From an optimization exercise on the open Yosys and OpenROAD flow, aimed at small area; shortcuts taken in it are not production practice. Where RTL was checked, it was by simulation tests only, not by an equivalence proof against the original. The series may have gaps, and a smaller design here may also do less where the tests do not look. Function not checked in run 6: the RTL went through the layout flow alone. No activity file was given, so power comes from the tool's default toggle rates.

[flow/constraint.sdc]
create_clock -name core_clock -period 6.0 [get_ports {clk}]
set_input_delay 1.2000 -clock core_clock [delete_from_list [all_inputs] [get_ports {clk}]]
set_output_delay 1.2000 -clock core_clock [all_outputs]
set_load 0.01 [all_outputs]
[flow/run.sh]
#!/bin/bash
# synth_recipe.tcl (not shown) runs the flow's synth.tcl, then flattens the netlist and writes it again
# the make line also repeats each setting of config.mk as NAME=value (left out here)
make -C /OpenROAD-flow-scripts/flow DESIGN_CONFIG=/design/flow/config.mk WORK_HOME=/design/flow/orfs CLKGATE_MAP_FILE= SYNTH_SCRIPT=/design/flow/synth_recipe.tcl finish
[flow/design.v]
module serializer #(
    parameter integer in_bit_width = 512,
    parameter integer out_bit_width = 32
)
(
    input wire clk,
    input wire reset,
    input wire data_ready,
    output reg read_data,
    input wire [in_bit_width-1:0] data_in,
    output reg write_data,
    output reg [out_bit_width-1:0] data_out
);
localparam integer num_segments = in_bit_width / out_bit_width;
localparam integer seg_ctr_bw   = $clog2(num_segments);
localparam integer W = out_bit_width;
reg busy;
reg [seg_ctr_bw-1:0] seg_counter;
reg [in_bit_width-1:0] sreg;
wire last = &seg_counter;
wire load = !busy | last;
always @(posedge clk) begin
    if (reset) begin
        busy <= 1'b0;
        seg_counter <= 0;
    end
    else begin
        busy <= read_data | (busy & !last);
        seg_counter <= seg_counter + busy;
    end
end
always @(posedge clk) begin
    sreg[in_bit_width-1 -: W] <= data_in[in_bit_width-1 -: W];
    sreg[in_bit_width-W-1:0] <= load ? data_in[in_bit_width-W-1:0]
                                     : sreg[in_bit_width-1:W];
end
always @(*) begin
    read_data = data_ready & load;
    write_data = busy;
    data_out = sreg[W-1:0];
end
endmodule
module deserializer #(
    parameter integer in_bit_width = 32,
    parameter integer out_bit_width = 512
)
(
    input wire clk,
    input wire reset,
    input wire data_ready,
    output reg read_data,
    input wire [in_bit_width-1:0] data_in,
    output reg write_data,
    output reg [out_bit_width-1:0] data_out
);
localparam integer num_segments = out_bit_width / in_bit_width;
localparam integer seg_ctr_bw   = $clog2(num_segments);
localparam integer W = in_bit_width;
localparam integer SW = out_bit_width - W;    
reg active, word_done;
reg [seg_ctr_bw-1:0] seg_counter;
reg [SW-1:0] sreg;
reg [W-1:0] last_seg;
wire last = &seg_counter;
always @(posedge clk) begin
    if (reset) begin
        active <= 1'b0;
        word_done <= 1'b0;
        seg_counter <= 0;
    end
    else begin
        active <= active | data_ready;
        word_done <= read_data & last;
        seg_counter <= seg_counter + read_data;
    end
end
always @(posedge clk) begin
    if (read_data & !last)
        sreg <= {data_in, sreg[SW-1:W]};
    last_seg <= data_in;
end
always @(*) begin
    read_data = active & data_ready;
    write_data = word_done;
    data_out = {last_seg, sreg};
end
endmodule
module serdes (
    input  wire         clk,
    input  wire         reset,
    input  wire         ser_data_ready,
    output wire         ser_read_data,
    input  wire [511:0] ser_data_in,
    output wire         ser_write_data,
    output wire [31:0]  ser_data_out,
    input  wire         des_data_ready,
    output wire         des_read_data,
    input  wire [31:0]  des_data_in,
    output wire         des_write_data,
    output wire [511:0] des_data_out
);
serializer #(.in_bit_width(512), .out_bit_width(32)) ser_inst (
    .clk(clk),
    .reset(reset),
    .data_ready(ser_data_ready),
    .read_data(ser_read_data),
    .data_in(ser_data_in),
    .write_data(ser_write_data),
    .data_out(ser_data_out)
);
deserializer #(.in_bit_width(32), .out_bit_width(512)) des_inst (
    .clk(clk),
    .reset(reset),
    .data_ready(des_data_ready),
    .read_data(des_read_data),
    .data_in(des_data_in),
    .write_data(des_write_data),
    .data_out(des_data_out)
);
endmodule
[flow/config.mk]
export PLATFORM = sky130hd
export DESIGN_NAME = serdes
export DESIGN_NICKNAME = serdes
export VERILOG_FILES = /design/flow/design.v
export SDC_FILE = /design/flow/constraint.sdc
export NUM_CORES = 4
export LEC_CHECK = 0
export CAP_MARGIN = 20
export CORE_AREA = 10 10 330 330
export DIE_AREA = 0 0 340 340
export SLEW_MARGIN = 20
==> results_dict.tcl, run 1 <==
set metrics [dict create \
    status "no timing/DRC/antenna violations" \
    drive_gt1_frac 0.2343 \
    num_vias 18470 \
    power_leader "sequential cells" \
    path_cells "clkdlybuf4s50_1, nand2_8, inv_1, clkdlybuf4s50_1" \
    rsz0062_at_grt "no" \
    synth_top_area_frac 0.4458 \
    post-place-ws_ns 2.226 \
    die_x_um 340 \
    clockRootBuffer "clkbuf_16" \
    viasPerCell 4.355 \
    r2r_start "ser_inst.busy" \
    wire_per_inst_um 28.30 \
    post_dp_cell_area_um2 44010 \
    comb_cell_power_mw 1.33 \
    grt_start_max_net_pins 163 \
    die_y_um 340 \
    io_pins 1096 \
    post_cts_buffers 0 \
    power_frac_comb 0.082 \
    seq_power_mw 8.06 \
    stdcell_area_um2 47700 \
    core_um2 101700 \
    synth_compound_area_frac 0.001161 \
    p_switching_mw 3.451 \
    wl_um 120000 \
    cts_tree "done" \
    yosys_warnings 2 \
    grt_overflow_total 0 \
    dp_cells 4023 \
    finalSetupViolations 0 \
    synth-xor-area-share 0.001083 \
    r2r_cells 5 \
    setup_tns_ns 0 \
    dieArea_um2 115600 \
    yosysUniqueCellTypes 19 \
]
[run 1: state kept, by name, indices dropped and copies added (netlist names)]
signal,count
ser_inst.seg_counter,4
ser_inst.sreg,512
des_inst.sreg,480
des_inst.last_seg,32
des_inst.word_done,1
ser_inst.busy,1
des_inst.seg_counter,4
des_inst.active,1
[run 1: area by class of cell]
cell class	instances	area (µm²)
Sequential cell	1035	25520
Timing Repair Buffer	1111	11130
Inverter	2	7.507
Tap cell	1368	1712
Fill cell	8657	54040
Clock inverter	51	676.9
Clock buffer	145	2959
Multi-Input combinational cell	507	5637
Antenna cell	21	52.55
[run 1: layout by cell type (no fill, tap or decap), types with 2 or more instances in the layout]
cell type and instances:
buf_12 4, buf_4 12, bufinv_16 13, clkbuf_1 23
clkbuf_16 106, clkbuf_8 16, clkdlybuf4s50_1 1095, clkinv_1 5
clkinv_16 2, clkinv_2 22, clkinvlp_4 2, dfxtp_1 555
diode_2 21, edfxtp_1 480, ha_1 4, inv_1 2
inv_6 3, mux2_2 480, nand3_1 2, nor2_1 6
nor2b_1 5, xnor2_1 2, xor2_1 2
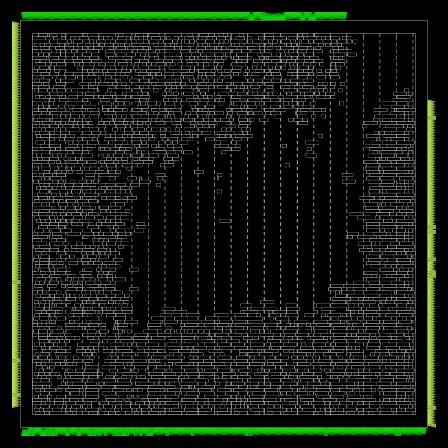
run_1/placed.png
fillcell total: 8657
seq_cells: 1035
fin cells: 4240
row cnt: 117

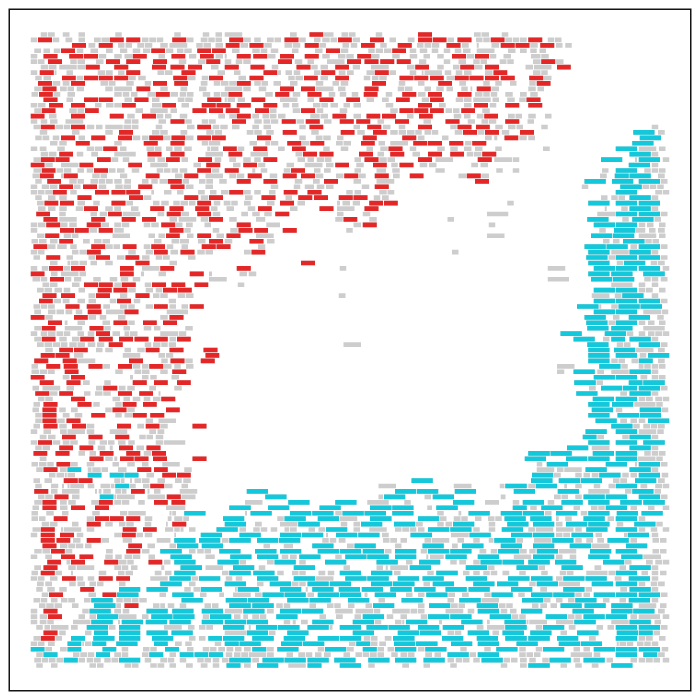
run_1/blocks.png
Scale: 2 px per µm. Other cells in grey.
`ser_inst` -> red  # placed flops 517
`des_inst` -> cyan  # placed flops 518

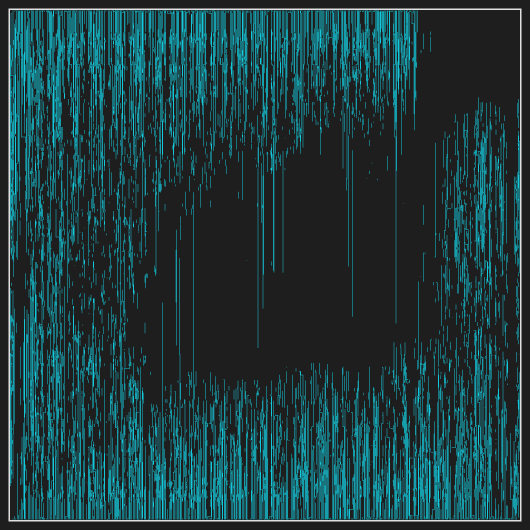
run_1/m2.png
Scale: 1.5 px per µm.
longest straight run = 160 µm
wire length on this layer = 62.7 mm
share of all routed wire = 52%
main direction = vertical

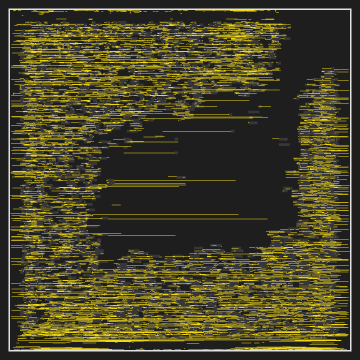
run_1/m1.png
Scale: 1 px per µm. Cells faint in the background.
longest straight run = 175 µm
share of all routed wire = 35%

## Run 2: what changed since run 1
==> flow/flow/run.sh (new file) <==
#!/bin/bash
# Standard layout (standard.sh), with two changes: port buffers are buf_1,
# and the clock tree uses small leaf clusters of clkbuf_4 without dummy loads.
set -euo pipefail
export BUFFER_PORTS_ARGS="-buffer_cell sky130_fd_sc_hd__buf_1"
export CTS_ARGS="-sink_clustering_enable -repair_clock_nets -dont_use_dummy_load -buf_list sky130_fd_sc_hd__clkbuf_4 -root_buf sky130_fd_sc_hd__clkbuf_16 -tree_buf sky130_fd_sc_hd__clkbuf_8 -sink_clustering_size 10 -sink_clustering_max_diameter 35"
bash standard.sh > standard.log 2>&1
==> flow/standard.sh (new file) <==
#!/bin/bash
# synth_recipe.tcl (not shown) runs the flow's synth.tcl, then flattens the netlist and writes it again
# the make line also repeats each setting of config.mk as NAME=value (left out here)
make -C /OpenROAD-flow-scripts/flow DESIGN_CONFIG=/design/flow/config.mk WORK_HOME=/design/flow/orfs CLKGATE_MAP_FILE= SYNTH_SCRIPT=/design/flow/synth_recipe.tcl "${@:-finish}"
removed: flow/run.sh
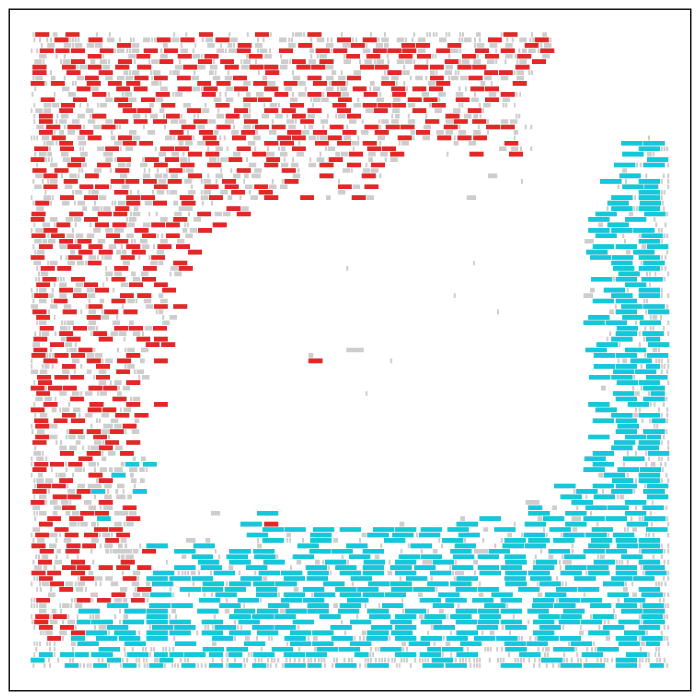
run_2/blocks.png
Scale: 2 px per µm. Other cells in grey.
`des_inst` -> cyan  # placed flops 518
`ser_inst` -> red  # placed flops 517

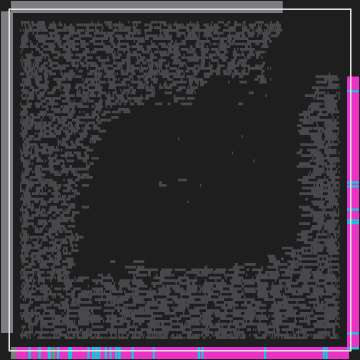
run_2/pinout.png
Scale: 1 px per µm. Pins as bars across the die edge, other pins in grey.
`des_data_out` -> magenta  # pins 512, direction output, edge 320 bottom, 192 right
`des_data_in` -> cyan  # pins 32, direction input, edge 24 bottom, 8 right
`des_write_data` -> green  # pins 1, direction output, edge bottom
all pins by edge = 366 bottom, 294 top, 236 left, 200 right

==> results_dict.tcl, run 2 <==
set metrics [dict create \
    status "no timing/DRC/antenna violations" \
    grt_start_max_net_pins 166 \
    power_leader "sequential cells" \
    io_pins 1096 \
    synth_top_area_frac 0.4458 \
    synth-xor-area-share 0.001083 \
    power_frac_comb 0.073 \
    dp_cells 4026 \
    die_x_um 340 \
    synthTopCellsByArea "edfxtp_1 (45%), dfxtp_1 (34%), mux2_2 (17%)" \
    finalNonFillerCells 4193 \
    post-place-ws_ns 2.542 \
    p_sw_frac 0.2298 \
    viasPerCell 4.378 \
    r2r_cells 5 \
    regMostFlops "ser_inst.sreg" \
    synthSimpleGateAreaFrac 0.002631 \
    r2r_start "ser_inst.busy" \
    final_common_cell "buf_1" \
    seq_power_mw 8.06 \
    rows 117 \
    die_y_um 340 \
    post_dp_cell_area_um2 37180 \
    dieArea_um2 115600 \
    p_switching_mw 2.861 \
    post_cts_buffers 0 \
    final_cell_mix "buf_1 (1095), dfxtp_1 (555), mux2_2 (480), edfxtp_1 (480), clkbuf_4 (132)" \
    grt_overflow_total 0 \
    syn_to_final_growth_pct 18.95 \
    finalSetupViolations 0 \
    clockRootBuffer "clkbuf_16" \
    synth_compound_area_frac 0.001161 \
    rsz0062_at_grt "no" \
    grt_use_total 0.1830 \
    hp-class "flip-flop to flip-flop" \
    comb_cell_power_mw 0.911 \
    cts_tree "done" \
    largest_reg_flops 512 \
    synth_edf_count 480 \
    period_share 0.5496 \
    stdcell_area_um2 38460 \
    wire_per_inst_um 26.56 \
    yosys_warnings 2 \
    top_regs "ser_inst.sreg x512, des_inst.sreg x480, des_inst.last_seg x32" \
    yosysUniqueCellTypes 19 \
    wl_um 111400 \
    setup_tns_ns 0 \
]
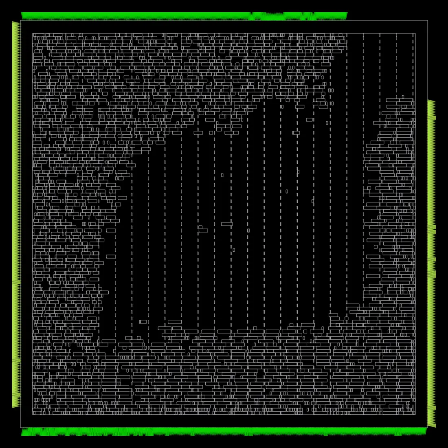
run_2/placed.png
proportion of cell area occupied by registers: 0.6636
fillcell total: 9821
Well Taps: 1368

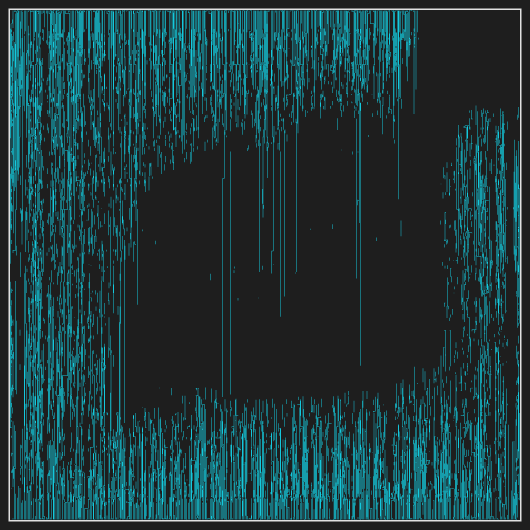
run_2/m2.png
Scale: 1.5 px per µm.
nets with wire on the layer = 3038
main direction = vertical
share of all routed wire = 51%
wire length on this layer = 57.0 mm

-- run 2: final cells by class --
cell class / instances / area (µm²) / area share
multi-input combinational: 507 / 5637 / 0.1465
tap: 1368 / 1712 / 0.04450
clock buffer: 149 / 1236 / 0.03214
inverter: 2 / 7.507 / 0.0001952
antenna: 18 / 45.04 / 0.001171
sequential: 1035 / 25520 / 0.6636
timing repair buffer: 1114 / 4303 / 0.1119
-- run 2: metal layers --
layer | track usage | vias to the layer above | wire length, µm | share of wire
met5 | 0 | - | 299 | 0.0027
li1 | - | 8244 | - | -
met4 | 0.05561 | 52 | 2636 | 0.024
met3 | 0.07298 | 222 | 10520 | 0.094
met2 | 0.3190 | 921 | 56980 | 0.51
met1 | 0.2033 | 8917 | 40940 | 0.37
-- run 2: cells by family after synthesis --
family / Yosys count
DFF: 1035
muxes: 480
buffers and inverters: 88
xor gates and xnor gates: 4
and+or+nand+nor: 17
AOI/OAI and AO/OA: 2
adders and majority gates: 4
-- run 2: critical path, stage by stage, from the launching register on --
cell     delay, ns
dfxtp_1       0.37
inv_1         0.07
a41oi_4       0.69
nor2b_1       0.12
buf_1         0.17
## Run 3: what changed since run 2
--- a/flow/design.v
+++ b/flow/design.v
@@ -21,2 +21,3 @@
 wire load = !busy | last;
+wire flip = !seg_counter[0] | last;
 always @(posedge clk) begin
@@ -33,4 +34,4 @@
     sreg[in_bit_width-1 -: W] <= data_in[in_bit_width-1 -: W];
-    sreg[in_bit_width-W-1:0] <= load ? data_in[in_bit_width-W-1:0]
-                                     : sreg[in_bit_width-1:W];
+    sreg[in_bit_width-W-1:0] <= ~(load ? data_in[in_bit_width-W-1:0]
+                                       : sreg[in_bit_width-1:W]);
 end
@@ -39,3 +40,3 @@
     write_data = busy;
-    data_out = sreg[W-1:0];
+    data_out = sreg[W-1:0] ^ {W{flip}};
 end
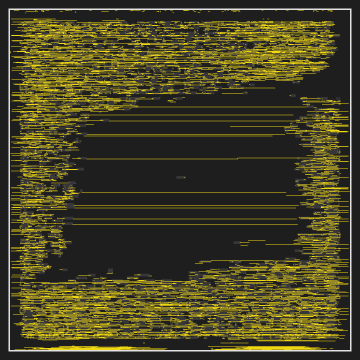
run_3/m1.png
Scale: 1 px per µm. Cells faint in the background.
share of all routed wire = 40%
main direction = horizontal
longest straight run = 225 µm
wire length on this layer = 42.7 mm

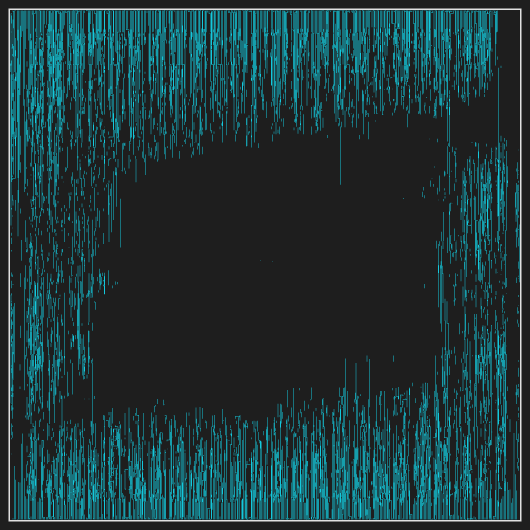
run_3/m2.png
Scale: 1.5 px per µm.
main direction = vertical
nets with wire on the layer = 2998
share of all routed wire = 48%

==> results_dict.tcl, run 3 <==
set metrics [dict create \
    status "no timing/DRC/antenna violations" \
    top_regs "ser_inst.sreg x512, des_inst.sreg x480, des_inst.last_seg x32" \
    dp_cells 4059 \
    grt_use_total 0.1755 \
    comb_cell_power_mw 0.906 \
    finalNonFillerCells 4234 \
    cp_num_cells 4 \
    rsz0062_at_grt "no" \
    p_switching_mw 2.977 \
    power_frac_comb 0.072 \
    post-place-ws_ns 2.648 \
    die_y_um 340 \
    final_cell_mix "buf_1 (1095), dfxtp_1 (555), mux2i_1 (480), edfxtp_1 (480), clkbuf_4 (137)" \
    clockRootBuffer "clkbuf_16" \
    die_x_um 340 \
    cts_tree "done" \
    cpPeakStageDelay_ns 0.72 \
    cp.buffers_inverters 1 \
    synthSimpleGateAreaFrac 0.003442 \
    wirelength_met1_um 42700 \
    period_share 0.6042 \
    yosysUniqueCellTypes 19 \
    viasPerCell 4.333 \
    setup_tns_ns 0 \
    final_common_cell "buf_1" \
    post_dp_cell_area_um2 36860 \
    synth_top_area_frac 0.4611 \
    cpLargestDelayFamily "simple AND/OR/NAND/NOR gates" \
    largest_reg_flops 512 \
    synth_edf_count 480 \
    wl_um 107100 \
    met2_length_um 51780 \
    r2r_cells 5 \
    rows 117 \
    synth_compound_area_frac 0.0001601 \
    p_sw_frac 0.2374 \
    regMostFlops "ser_inst.sreg" \
    io_pins 1096 \
    grt_overflow_total 0 \
    synth-xor-area-share 0.01009 \
    path_cells "nand4_1, nand2_4, and2_1, buf_1" \
    wl_met3_um 9437 \
    top_layer_used "met5" \
    yosys_warnings 2 \
    cp_slowest_cell "nand2_4" \
]
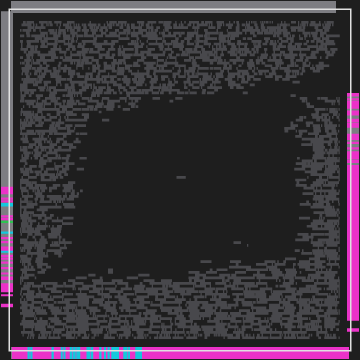
run_3/pinout.png
Scale: 1 px per µm. Pins as bars across the die edge, other pins in grey.
`des_data_in` -> cyan  # pins 32, direction input, edge 28 bottom, 4 left
`des_data_out` -> magenta  # pins 512, direction output, edge 337 bottom, 145 right, 30 left
`des_write_data` -> green  # pins 1, direction output, edge left

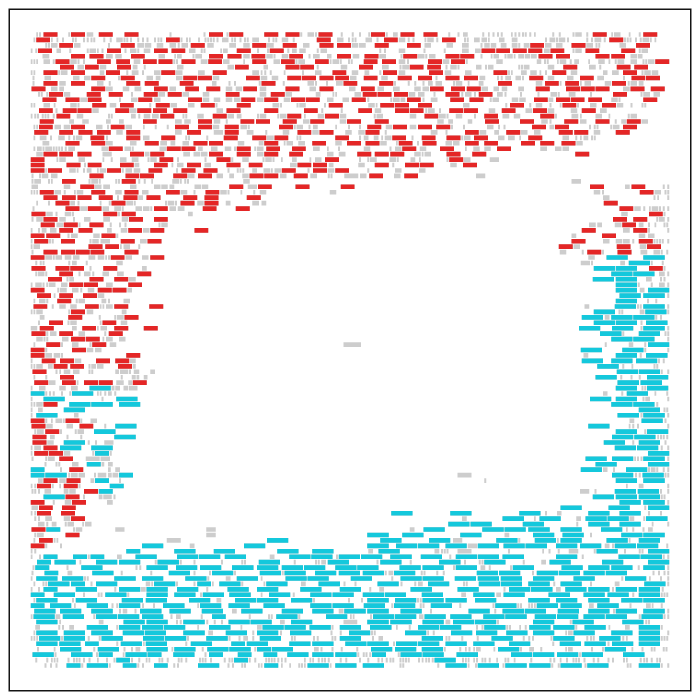
run_3/blocks.png
Scale: 2 px per µm. Other cells in grey.
`des_inst` -> cyan  # placed flops 518
`ser_inst` -> red  # placed flops 517

==> run 3: cell types whose count changed after synthesis, moves of 2 or more <==
| cell | previous run | this run |
|---|---|---|
| mux2i_1 | 0 | 480 |
| nand2_1 | 1 | 3 |
| buf_2 | 0 | 6 |
| mux2_2 | 480 | 0 |
| buf_6 | 13 | 10 |
| xor2_1 | 2 | 34 |
| buf_4 | 32 | 40 |
| buf_12 | 40 | 0 |
==> run 3: logic make-up (layout without fill, tap and decap cells) <==
kind of cell | count (synthesis) | in the layout
flops | 1035 | 1035
buf+inv | 58 | 1267
mux | 480 | 480
compound gates | 1 | 1
xor+xnor | 36 | 36
fa+ha+maj | 4 | 4
other cells | 0 | 21
simple gates | 22 | 22
==> run 3: layer usage <==
| metal | up-vias | global-route usage |
|---|---|---|
| li1 | 8373 | - |
| met1 | 8919 | 0.2124 |
| met3 | 187 | 0.06709 |
| met5 | - | 0 |
| met4 | 24 | 0.06089 |
| met2 | 842 | 0.2840 |
==> run 3: layout make-up <==
class,count,area [µm²]
fillers,9863,63560
diodes,21,52.55
well taps,1368,1712
multi-input cells,543,5316
flip-flops and latches,1035,25520
repair buffers,1112,4300
inverters,1,3.754
clock buffers,154,1274
## Run 4: what changed since run 3
--- a/flow/design.v
+++ b/flow/design.v
@@ -16,7 +16,11 @@
 localparam integer W = out_bit_width;
+localparam integer SW = in_bit_width - W;
 reg busy;
 reg [seg_ctr_bw-1:0] seg_counter;
+reg ld, ld_n;                        
 reg [in_bit_width-1:0] sreg;
 wire last = &seg_counter;
-wire load = !busy | last;
+wire busy_next = read_data | (busy & !last);
+wire [seg_ctr_bw-1:0] seg_counter_next = seg_counter + busy;
+wire ld_next = !busy_next | (&seg_counter_next);
 wire flip = !seg_counter[0] | last;
@@ -26,6 +30,10 @@
         seg_counter <= 0;
+        ld <= 1'b1;
+        ld_n <= 1'b0;
     end
     else begin
-        busy <= read_data | (busy & !last);
-        seg_counter <= seg_counter + busy;
+        busy <= busy_next;
+        seg_counter <= seg_counter_next;
+        ld <= ld_next;
+        ld_n <= !ld_next;
     end
@@ -34,7 +42,6 @@
     sreg[in_bit_width-1 -: W] <= data_in[in_bit_width-1 -: W];
-    sreg[in_bit_width-W-1:0] <= ~(load ? data_in[in_bit_width-W-1:0]
-                                       : sreg[in_bit_width-1:W]);
+    sreg[SW-1:0] <= ~(({SW{ld}} | sreg[in_bit_width-1:W]) & ({SW{ld_n}} | data_in[SW-1:0]));
 end
 always @(*) begin
-    read_data = data_ready & load;
+    read_data = data_ready & ld;
     write_data = busy;
@@ -61,2 +68,3 @@
 reg active, word_done;
+reg shift, shift_n;
 reg [seg_ctr_bw-1:0] seg_counter;
@@ -65,2 +73,3 @@
 wire last = &seg_counter;
+wire shift_next = read_data & !last;
 always @(posedge clk) begin
@@ -70,2 +79,4 @@
         seg_counter <= 0;
+        shift <= 1'b0;
+        shift_n <= 1'b1;
     end
@@ -75,2 +86,4 @@
         seg_counter <= seg_counter + read_data;
+        shift <= shift_next;
+        shift_n <= !shift_next;
     end
@@ -78,4 +91,3 @@
 always @(posedge clk) begin
-    if (read_data & !last)
-        sreg <= {data_in, sreg[SW-1:W]};
+    sreg <= ({SW{shift}} & {last_seg, sreg[SW-1:W]}) | ({SW{shift_n}} & sreg);
     last_seg <= data_in;
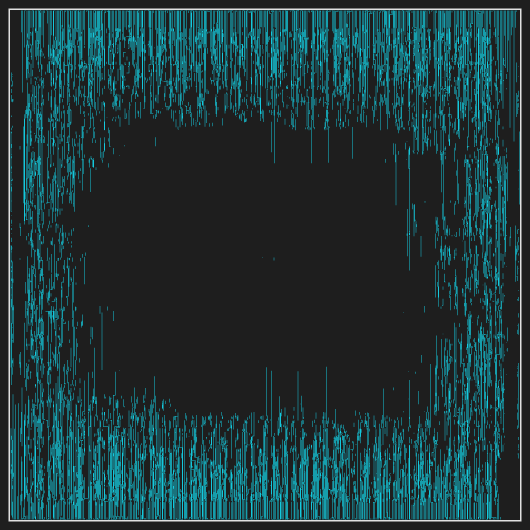
run_4/m2.png
Scale: 1.5 px per µm.
longest straight run = 87.2 µm
main direction = vertical
wire length on this layer = 52.1 mm

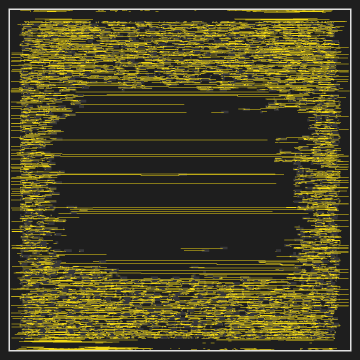
run_4/m1.png
Scale: 1 px per µm. Cells faint in the background.
main direction = horizontal
wire length on this layer = 48.8 mm
nets with wire on the layer = 3572
share of all routed wire = 43%
longest straight run = 239 µm

==> results_dict.tcl, run 4 <==
set metrics [dict create \
    finClkSkew_ns 0.08557 \
    viasPerCell 4.878 \
    wl_met3_um 8498 \
    use_met2 0.2842 \
    wirelength_met1_um 48780 \
    yosysUniqueCellTypes 26 \
    grt_use_met1 0.2336 \
    regMostFlops "ser_inst.sreg" \
    setup_tns_ns 0 \
    synth_top_area_frac 0.7025 \
    grt_use_total 0.1823 \
    final_cell_mix "buf_1 (1095), dfxtp_1 (1035), a22o_1 (480), o22ai_1 (480), clkbuf_4 (134)" \
    final_common_cell "buf_1" \
    met2_length_um 52060 \
    synthSimpleGateAreaFrac 0.004015 \
    top_regs "ser_inst.sreg x512, des_inst.sreg x480, des_inst.last_seg x32" \
    synth_compound_area_frac 0.2446 \
    rows 117 \
    rsz0062_at_grt "no" \
    detail-route-antenna-nets 0 \
    antenna_found_initial 13 \
    leakage_nw 13.38 \
    grt_overflow_total 0 \
    r2r_cells 3 \
    synth-xor-area-share 0.01065 \
    period_share 0.5515 \
    grtUsageMet3 0.05814 \
    yosysMostFrequentCell "dfxtp_1" \
    synth_mux_area_frac 0 \
    yosys_warnings 2 \
    post_dp_cell_area_um2 34570 \
    clockRootBuffer "clkbuf_16" \
    drc 0 \
    largest_reg_flops 512 \
    synth_edf_count 0 \
    io_pins 1096 \
    yosys-top-cells-count "dfxtp_1 (1039), a22o_1 (480), o22ai_1 (480)" \
    ys_seq_area_frac 0.7025 \
    status "no timing/DRC/antenna violations" \
    post-place-ws_ns 3.141 \
    synthesis.nets 2837 \
    wl_um 113000 \
    top_layer_used "met5" \
    grt_busiest_layer "met2" \
    path_clk_slew_ns 0.10 \
    num_vias 22970 \
    power.total_mw 13.34 \
    cts_tree "done" \
    whs_path_depth 1 \
    max-clock-path-buffers 3 \
]
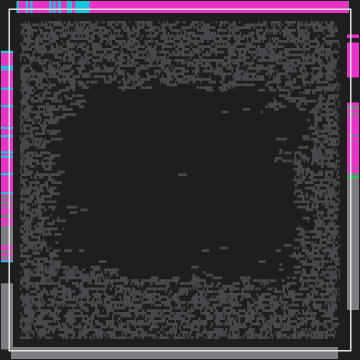
run_4/pinout.png
Scale: 1 px per µm. Pins as bars across the die edge, other pins in grey.
die height: 340 µm
Die X: 340 µm
Buffers on Ports: 1095

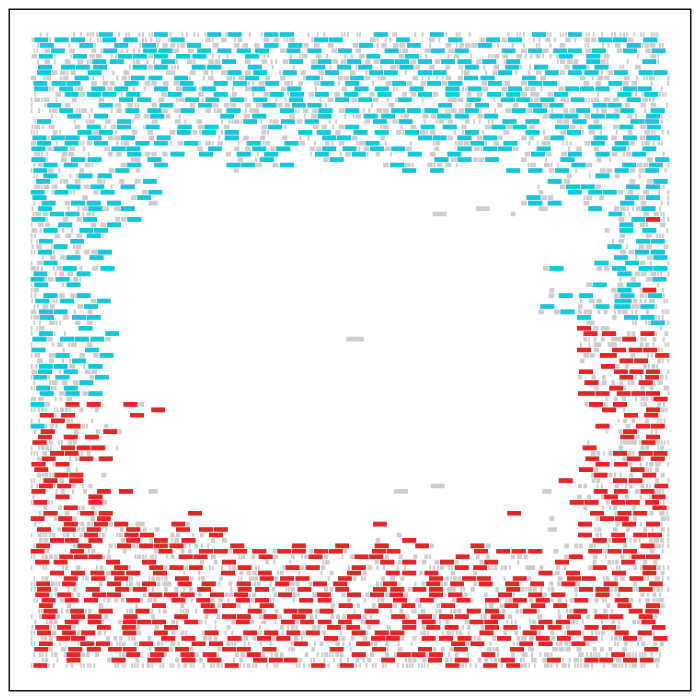
run_4/blocks.png
Scale: 2 px per µm. Other cells in grey.
`ser_inst` -> red  # placed flops 519
`des_inst` -> cyan  # placed flops 520

[run 4: area by class of cell]
cell class | instances | area [µm²]
fill | 10290 | 65900
antenna | 10 | 25.02
sequential | 1039 | 20820
timing repair buffer | 1113 | 4308
multi-input combinational | 1026 | 7727
clock buffer | 151 | 1251
inverter | 2 | 7.507
tap | 1368 | 1712
[run 4: final timing paths]
| path | end | from |
|---|---|---|
| max reg2reg | ser_inst.sreg[459] | ser_inst.ld |
| max | ser_data_out[13] | ser_inst.seg_counter[1] |
| min reg2reg | ser_inst.sreg[185] | ser_inst.sreg[217] |
| min | ser_inst.sreg[185] | ser_inst.sreg[217] |
[run 4: stage by stage]
step / utilization / cells
floorplan: - / 2285
global placement: 0.3398 / 4548
detailed placement: 0.3398 / 4548
CTS: 0.3521 / 4699
global route: 0.3523 / 4707
finish: 0.3523 / 4709
[run 4: report_power, final]
group	leakage [nW]	switching, mW	internal [mW]	total, mW
Combinational	4.02	0.928	0.658	1.59
Sequential	8.62	0.572	7.67	8.24
Clock	0.744	2.21	1.30	3.52
[run 4: worst max-delay path: stages (launching register included)]
cell and delay [ns]:
dfxtp_1 0.36, and3_4 0.20, nand2b_4 0.48, xor2_1 0.21, buf_1 0.18
## Run 5: what changed since run 4
==> flow/flow/run.sh (replaced) <==
#!/bin/bash
# Standard layout (standard.sh), with two changes: port buffers are buf_1,
# and the clock tree uses leaf clusters of up to 10 flip-flops, each driven
# by a clkbuf_4, without dummy loads.
set -euo pipefail
export BUFFER_PORTS_ARGS="-buffer_cell sky130_fd_sc_hd__buf_1"
export CTS_ARGS="-sink_clustering_enable -repair_clock_nets -dont_use_dummy_load -buf_list sky130_fd_sc_hd__clkbuf_4 -root_buf sky130_fd_sc_hd__clkbuf_16 -tree_buf sky130_fd_sc_hd__clkbuf_16 -sink_clustering_size 10 -sink_clustering_max_diameter 60"
bash standard.sh > standard.log 2>&1
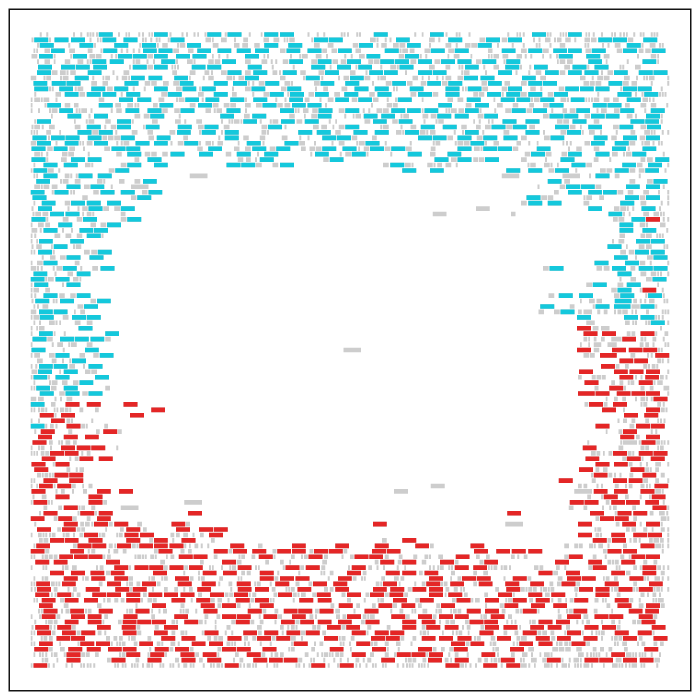
run_5/blocks.png
Scale: 2 px per µm. Other cells in grey.
`ser_inst` -> red  # placed flops 519
`des_inst` -> cyan  # placed flops 520

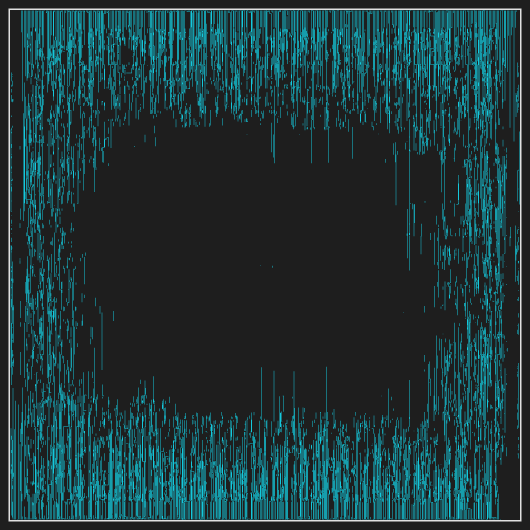
run_5/m2.png
Scale: 1.5 px per µm.
nets with wire on the layer = 3279
share of all routed wire = 46%

==> results_dict.tcl, run 5 <==
set metrics [dict create \
    status "no timing/DRC/antenna violations" \
    synth_top_area_frac 0.7025 \
    antenna_found_initial 28 \
    wl_um 112600 \
    viasPerCell 4.871 \
    period_share 0.5535 \
    drc 0 \
    die_y_um 340 \
    cpPeakStageDelay_ns 0.49 \
    utilization 0.3505 \
    post-place-ws_ns 3.141 \
    power.total_mw 13.08 \
    cp_num_cells 4 \
    final_cell_mix "buf_1 (1095), dfxtp_1 (1035), a22o_1 (480), o22ai_1 (480), clkbuf_4 (107)" \
    finClkSkew_ns 0.06782 \
    synthSimpleGateAreaFrac 0.004015 \
    synthesis.nets 2837 \
    grt_overflow_total 0 \
    crit_path_max_fanout 32 \
    regMostFlops "ser_inst.sreg" \
    synth_top_family_by_area "compound AO/OA/AOI/OAI gates" \
    r2r_cells 3 \
    synth_edf_count 0 \
    dp_cells 4548 \
    startpoint "ser_inst.seg_counter[2]" \
    detail-route-antenna-nets 0 \
    cpLargestDelayFamily "simple AND/OR/NAND/NOR gates" \
    r2r_end "ser_inst.sreg[459]" \
    rsz0062_at_grt "no" \
    post_dp_cell_area_um2 34570 \
    final_common_cell "buf_1" \
    setup_tns_ns 0 \
    path_clk_slew_ns 0.10 \
    num_vias 22840 \
    die_x_um 340 \
    path_cells "and3_4, nand2b_4, xor2_1, buf_1" \
    yosysUniqueCellTypes 26 \
    whs_path_depth 1 \
    synth_compound_area_frac 0.2446 \
    io_pins 1096 \
    largest_reg_flops 512 \
    yosysMostFrequentCell "dfxtp_1" \
    synth-xor-area-share 0.01065 \
    synth_mux_area_frac 0 \
    yosys_warnings 2 \
    cp_slowest_cell "nand2b_4" \
    clockRootBuffer "clkbuf_16" \
    min-delay-start "ser_inst.sreg[196]" \
    top_regs "ser_inst.sreg x512, des_inst.sreg x480, des_inst.last_seg x32" \
    rows 117 \
    grt_use_total 0.1803 \
    hold_end "ser_inst.sreg[164]" \
]
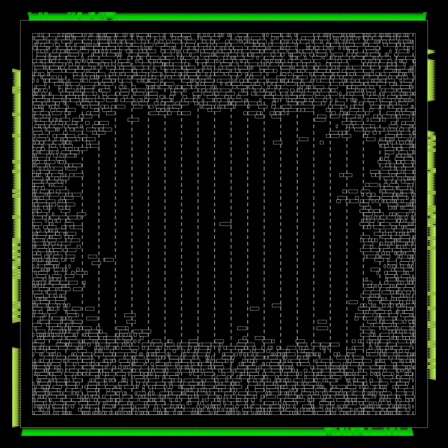
run_5/placed.png
proportion of cell area occupied by registers: 0.5837
fillcell total: 10320
fin cells: 4688
CORE AREA: 101700 µm²
seq_cells: 1039

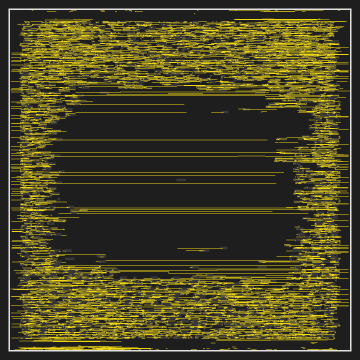
run_5/m1.png
Scale: 1 px per µm. Cells faint in the background.
share of all routed wire = 43%
longest straight run = 244 µm
nets with wire on the layer = 3520
wire length on this layer = 48.8 mm

run 5: cell counts after synthesis:
Identical to the previous run, type by type.
run 5: report_power, final:
group	switching (mW)	leakage [nW]	internal, mW
Clock	2.14	0.603	1.10
Sequential	0.573	8.62	7.67
Combinational	0.932	4.02	0.658
Total	3.65	13.2	9.43
run 5: cell type report:
type / count / area [µm²]
fillers: 10320 / 66080
diodes: 24 / 60.06
clock buffers: 116 / 1028
inverters: 2 / 7.507
flip-flops and latches: 1039 / 20820
well taps: 1368 / 1712
repair buffers: 1113 / 4308
multi-input cells: 1026 / 7727
run 5: layer usage:
metal | wire [µm] | part of all wire | track usage | up-vias
met4 | 4043 | 0.036 | 0.07782 | 2
met2 | 51440 | 0.46 | 0.2753 | 902
li1 | - | - | - | 10780
met5 | 17 | 0.00015 | 0 | -
met3 | 8237 | 0.073 | 0.05719 | 200
met1 | 48840 | 0.43 | 0.2322 | 10960
run 5: how the worst max path moves through the flow:
| stage | to | slack, ns |
|---|---|---|
| finish | ser_data_out[15] | 2.68 |
| global route | ser_data_out[15] | 2.50 |
| CTS | ser_data_out[15] | 2.59 |
| detailed placement | des_read_data | 3.14 |
| global placement | des_read_data | 3.16 |
| floorplan | des_read_data | 3.44 |
## Run 6: what changed since run 5
==> flow/design.v (replaced) <==
module serializer #(
    parameter integer in_bit_width = 512,
    parameter integer out_bit_width = 32
)
(
    input wire clk,
    input wire reset,
    input wire data_ready,
    output reg read_data,
    input wire [in_bit_width-1:0] data_in,
    output reg write_data,
    output reg [out_bit_width-1:0] data_out
);
localparam integer num_segments = in_bit_width / out_bit_width;
localparam integer seg_ctr_bw   = $clog2(num_segments);
localparam IDLE = 1'b0, BUSY = 1'b1;
reg current_state, next_state;
reg [in_bit_width-1:0] buffer;                       
reg [seg_ctr_bw-1:0] seg_counter;                    
reg [seg_ctr_bw-1:0] seg_counter_q;                  
wire seg_ctr_all_ones;                               
assign seg_ctr_all_ones = &seg_counter;              
reg [out_bit_width-1:0] out_buffer [num_segments]; 
genvar i;
generate
    for (i = 1; i <= num_segments; i++) begin
        assign out_buffer[i-1] = buffer[out_bit_width*i - 1: out_bit_width * (i-1)];
    end
endgenerate
always @(*) begin
	case (current_state)
		IDLE: begin
			next_state = data_ready ? BUSY : IDLE; 
		end
		BUSY: begin
			next_state = seg_ctr_all_ones ? (data_ready ? BUSY : IDLE) : BUSY;
		end
		default:
			next_state = IDLE;
	endcase
end
always @(posedge clk) begin
    if (reset) begin
        current_state <= IDLE;
        buffer <= 0;
        seg_counter <= 0;
    end
    else begin
        current_state <= next_state;
        buffer <= read_data ? data_in : buffer;
        seg_counter <= seg_counter_q;
    end
end
always @ (*) begin
    read_data = (!current_state & data_ready) | (seg_ctr_all_ones & data_ready);
    write_data = current_state;
    seg_counter_q = current_state ? (seg_counter + current_state) : 0; 
    data_out = out_buffer[seg_counter];
end
endmodule
module deserializer #(
    parameter integer in_bit_width = 32,
    parameter integer out_bit_width = 512
)
(
    input wire clk,
    input wire reset,
    input wire data_ready,
    output reg read_data,
    input wire [in_bit_width-1:0] data_in,
    output reg write_data,
    output reg [out_bit_width-1:0] data_out
);
localparam integer num_segments = out_bit_width / in_bit_width;
localparam integer seg_ctr_bw   = $clog2(num_segments);
localparam IDLE = 1'b0, BUSY = 1'b1;
reg current_state, next_state, word_done;
wire [out_bit_width-1:0] buffer;                    
reg [seg_ctr_bw-1:0] seg_counter;                    
reg [seg_ctr_bw-1:0] seg_counter_q;                  
wire seg_ctr_all_ones;                               
assign seg_ctr_all_ones = &seg_counter;              
wire seg_ctr_all_zeros;
assign seg_ctr_all_zeros = !(|seg_counter);
reg [in_bit_width-1:0] in_buffer [num_segments]; 
genvar i;
generate
    for (i = 1; i <= num_segments; i++) begin
        assign buffer[in_bit_width*i - 1: in_bit_width * (i-1)] = in_buffer[i-1];
    end
endgenerate
always @(*) begin
	case (current_state)
		IDLE: begin
			next_state = data_ready ? BUSY : IDLE; 
		end
		BUSY: begin
			next_state = BUSY;
		end
		default:
			next_state = IDLE;
	endcase
end
always @(posedge clk) begin
    if (reset) begin
        current_state <= IDLE;
        word_done <= 1'b0;
        for (int j = 0; j < num_segments; j++) begin
            in_buffer[j] <= 0;
        end
        seg_counter <= 0;
    end
    else begin
        current_state <= next_state;
        word_done <= read_data & seg_ctr_all_ones;
        in_buffer[seg_counter] <= read_data ? data_in : in_buffer[seg_counter];
        seg_counter <= seg_counter_q;
    end
end
always @ (*) begin
    read_data = current_state & data_ready;
    write_data = word_done;
    seg_counter_q = current_state ? (seg_counter + read_data) : 0; 
    data_out = buffer;
end
endmodule
module serdes (
    input  wire         clk,
    input  wire         reset,
    input  wire         ser_data_ready,
    output wire         ser_read_data,
    input  wire [511:0] ser_data_in,
    output wire         ser_write_data,
    output wire [31:0]  ser_data_out,
    input  wire         des_data_ready,
    output wire         des_read_data,
    input  wire [31:0]  des_data_in,
    output wire         des_write_data,
    output wire [511:0] des_data_out
);
serializer #(.in_bit_width(512), .out_bit_width(32)) ser_inst (
    .clk(clk),
    .reset(reset),
    .data_ready(ser_data_ready),
    .read_data(ser_read_data),
    .data_in(ser_data_in),
    .write_data(ser_write_data),
    .data_out(ser_data_out)
);
deserializer #(.in_bit_width(32), .out_bit_width(512)) des_inst (
    .clk(clk),
    .reset(reset),
    .data_ready(des_data_ready),
    .read_data(des_read_data),
    .data_in(des_data_in),
    .write_data(des_write_data),
    .data_out(des_data_out)
);
endmodule
==> flow/run.sh (new file) <==
#!/bin/bash
# synth_recipe.tcl (not shown) runs the flow's synth.tcl, then flattens the netlist and writes it again
# the make line also repeats each setting of config.mk as NAME=value (left out here)
make -C /OpenROAD-flow-scripts/flow DESIGN_CONFIG=/design/flow/config.mk WORK_HOME=/design/flow/orfs CLKGATE_MAP_FILE= SYNTH_SCRIPT=/design/flow/synth_recipe.tcl finish
removed: flow/flow/run.sh
removed: flow/standard.sh
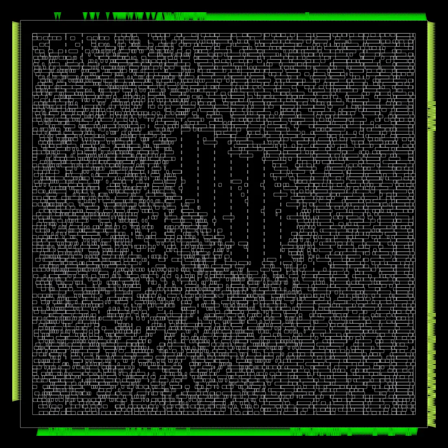
run_6/placed.png
fin cells: 6443
fillcell total: 8977
Util after Layout: 0.5555

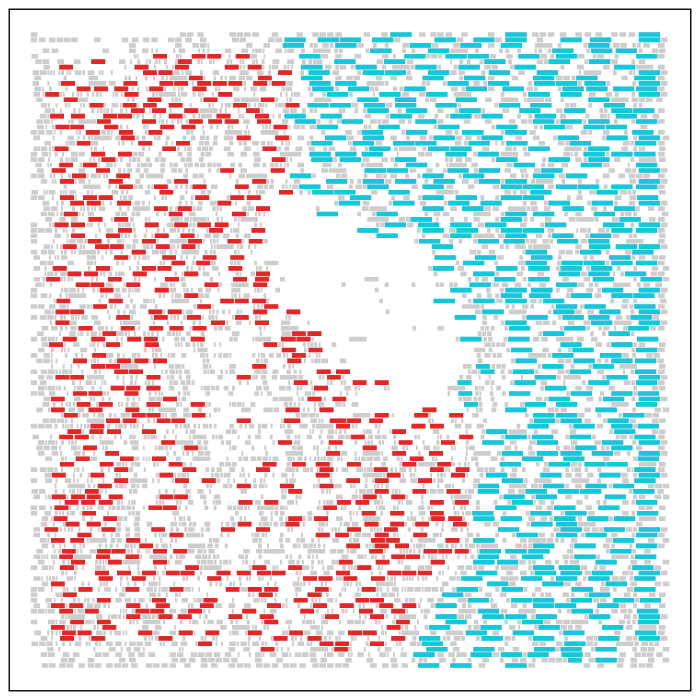
run_6/blocks.png
Scale: 2 px per µm. Other cells in grey.
`ser_inst` -> red  # placed flops 517
`des_inst` -> cyan  # placed flops 518

==> results_dict.tcl, run 6 <==
set metrics [dict create \
    seqPwrFrac 0.483 \
    power.total_mw 16.48 \
    rows 117 \
    status "no timing/DRC/antenna violations" \
    ff_latch_area_um2 25850 \
    final_common_cell "clkdlybuf4s50_1" \
    synthesis.nets 4568 \
    yosysUniqueCellTypes 48 \
    synth_top_area_frac 0.3756 \
    core_um2 101700 \
    crit_path_max_fanout 15 \
    post-place-ws_ns 1.252 \
    clockRootBuffer "clkbuf_16" \
    grt_use_met1 0.3827 \
    top_regs "des_inst.in_buffer x512, ser_inst.buffer x512" \
    die_x_um 340 \
    met2_length_um 97870 \
    drc 0 \
    yosys_warnings 19 \
    path_clk_slew_ns 0.06 \
    period_share 0.9342 \
    comb_cell_power_mw 1.72 \
    final_cell_mix "clkdlybuf4s50_1 (1093), nand2_1 (1052), a21oi_1 (561)" \
    p_switching_mw 4.123 \
    cpPeakStageDelay_ns 0.72 \
    wirelength_met1_um 73420 \
    seq_power_mw 7.96 \
]
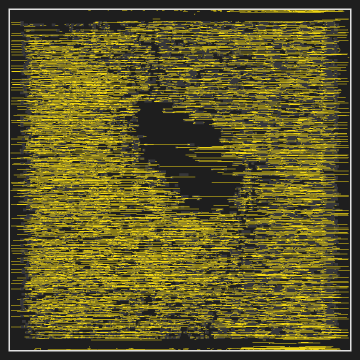
run_6/m1.png
Scale: 1 px per µm. Cells faint in the background.
share of all routed wire = 37%
nets with wire on the layer = 5177
main direction = horizontal
wire length on this layer = 73.4 mm

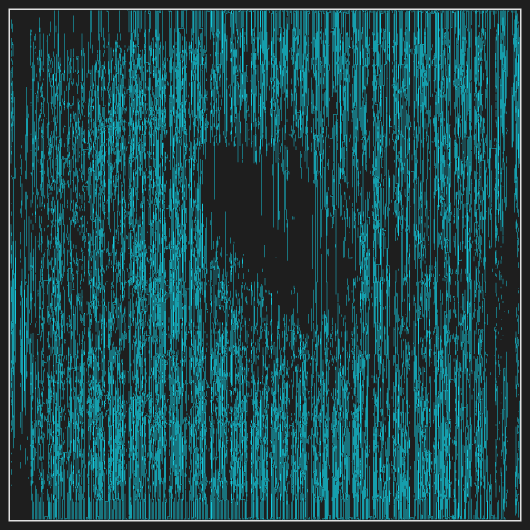
run_6/m2.png
Scale: 1.5 px per µm.
met2 GRT Util: 0.5533
Post-Route WL: 201100 µm
via count: 35180

==> run 6: cell type report <==
cell class | instances | area share
clock inverter | 46 | 0.007439
timing repair buffer | 1150 | 0.2024
sequential | 1035 | 0.4575
tap | 1368 | 0.03029
antenna | 37 | 0.001638
multi-input combinational | 2640 | 0.2444
clock buffer | 157 | 0.05555
inverter | 10 | 0.0007970
==> run 6: cells by family after synthesis <==
group,count (synthesis),synth area share
mux,59,0.01479
compound gates,857,0.1242
flops,1035,0.6313
buf+inv,341,0.03393
fa+ha+maj,4,0.001223
xor+xnor,4,0.0008559
simple gates,1716,0.1937
==> run 6: final timing paths <==
path,start,end,cells past startpoint,slack (ns)
worst max-delay path,ser_inst.seg_counter[3],ser_data_out[27],7,0.39
worst min-delay path,ser_inst.buffer[41],ser_inst.buffer[41],2,0.45
worst max register to register,ser_inst.seg_counter[1],ser_inst.buffer[186],8,1.82
worst min register to register,ser_inst.buffer[41],ser_inst.buffer[41],2,0.45
==> run 6: tightest hold or removal path: cells and delay by family (launching register included) <==
family / cells / cell delay, ns
AO/OA/AOI/OAI: 1 / 0.05
flip-flops: 1 / 0.31
AND/OR/NAND/NOR: 1 / 0.05

separate check: timing with driven ports:
How much do the figures lean on ideal ports? The routed layouts below were timed once more, with nothing changed but the port constraints. Step 1 sets driving cells, clkbuf_16 on the clock port and buf_2 on the other inputs (assumed; they add their load-dependent delay and slew). Step 2 also shifts input and output timing later by t, the mid clock arrival at the registers, as if the neighbouring blocks saw the same clock. Three values: ideal ports, drivers, drivers and shift; two values: the first two.
run | shift t [ns] | slack for setup (ns) | worst setup path at the end
run 1 | 0.742 | 2.221 / 2.191 / 2.191 | input to output
run 2 | 0.704 | 2.702 / 2.632 / 2.480 | input to register
run 3 | 0.713 | 2.375 / 2.303 / 2.627 | input to register
run 4 | 0.711 | 2.691 / 2.619 / 3.113 | input to output
run 5 | 0.672 | 2.679 / 2.611 / 3.113 | input to output
run 6 | 0.768 | 0.395 / 0.326 / 1.094 | register to output
After both steps every run listed still meets setup and hold. For run 2, which loses most, drivers alone change the setup slack by -0.070 ns; drivers and shift together by -0.222 ns.
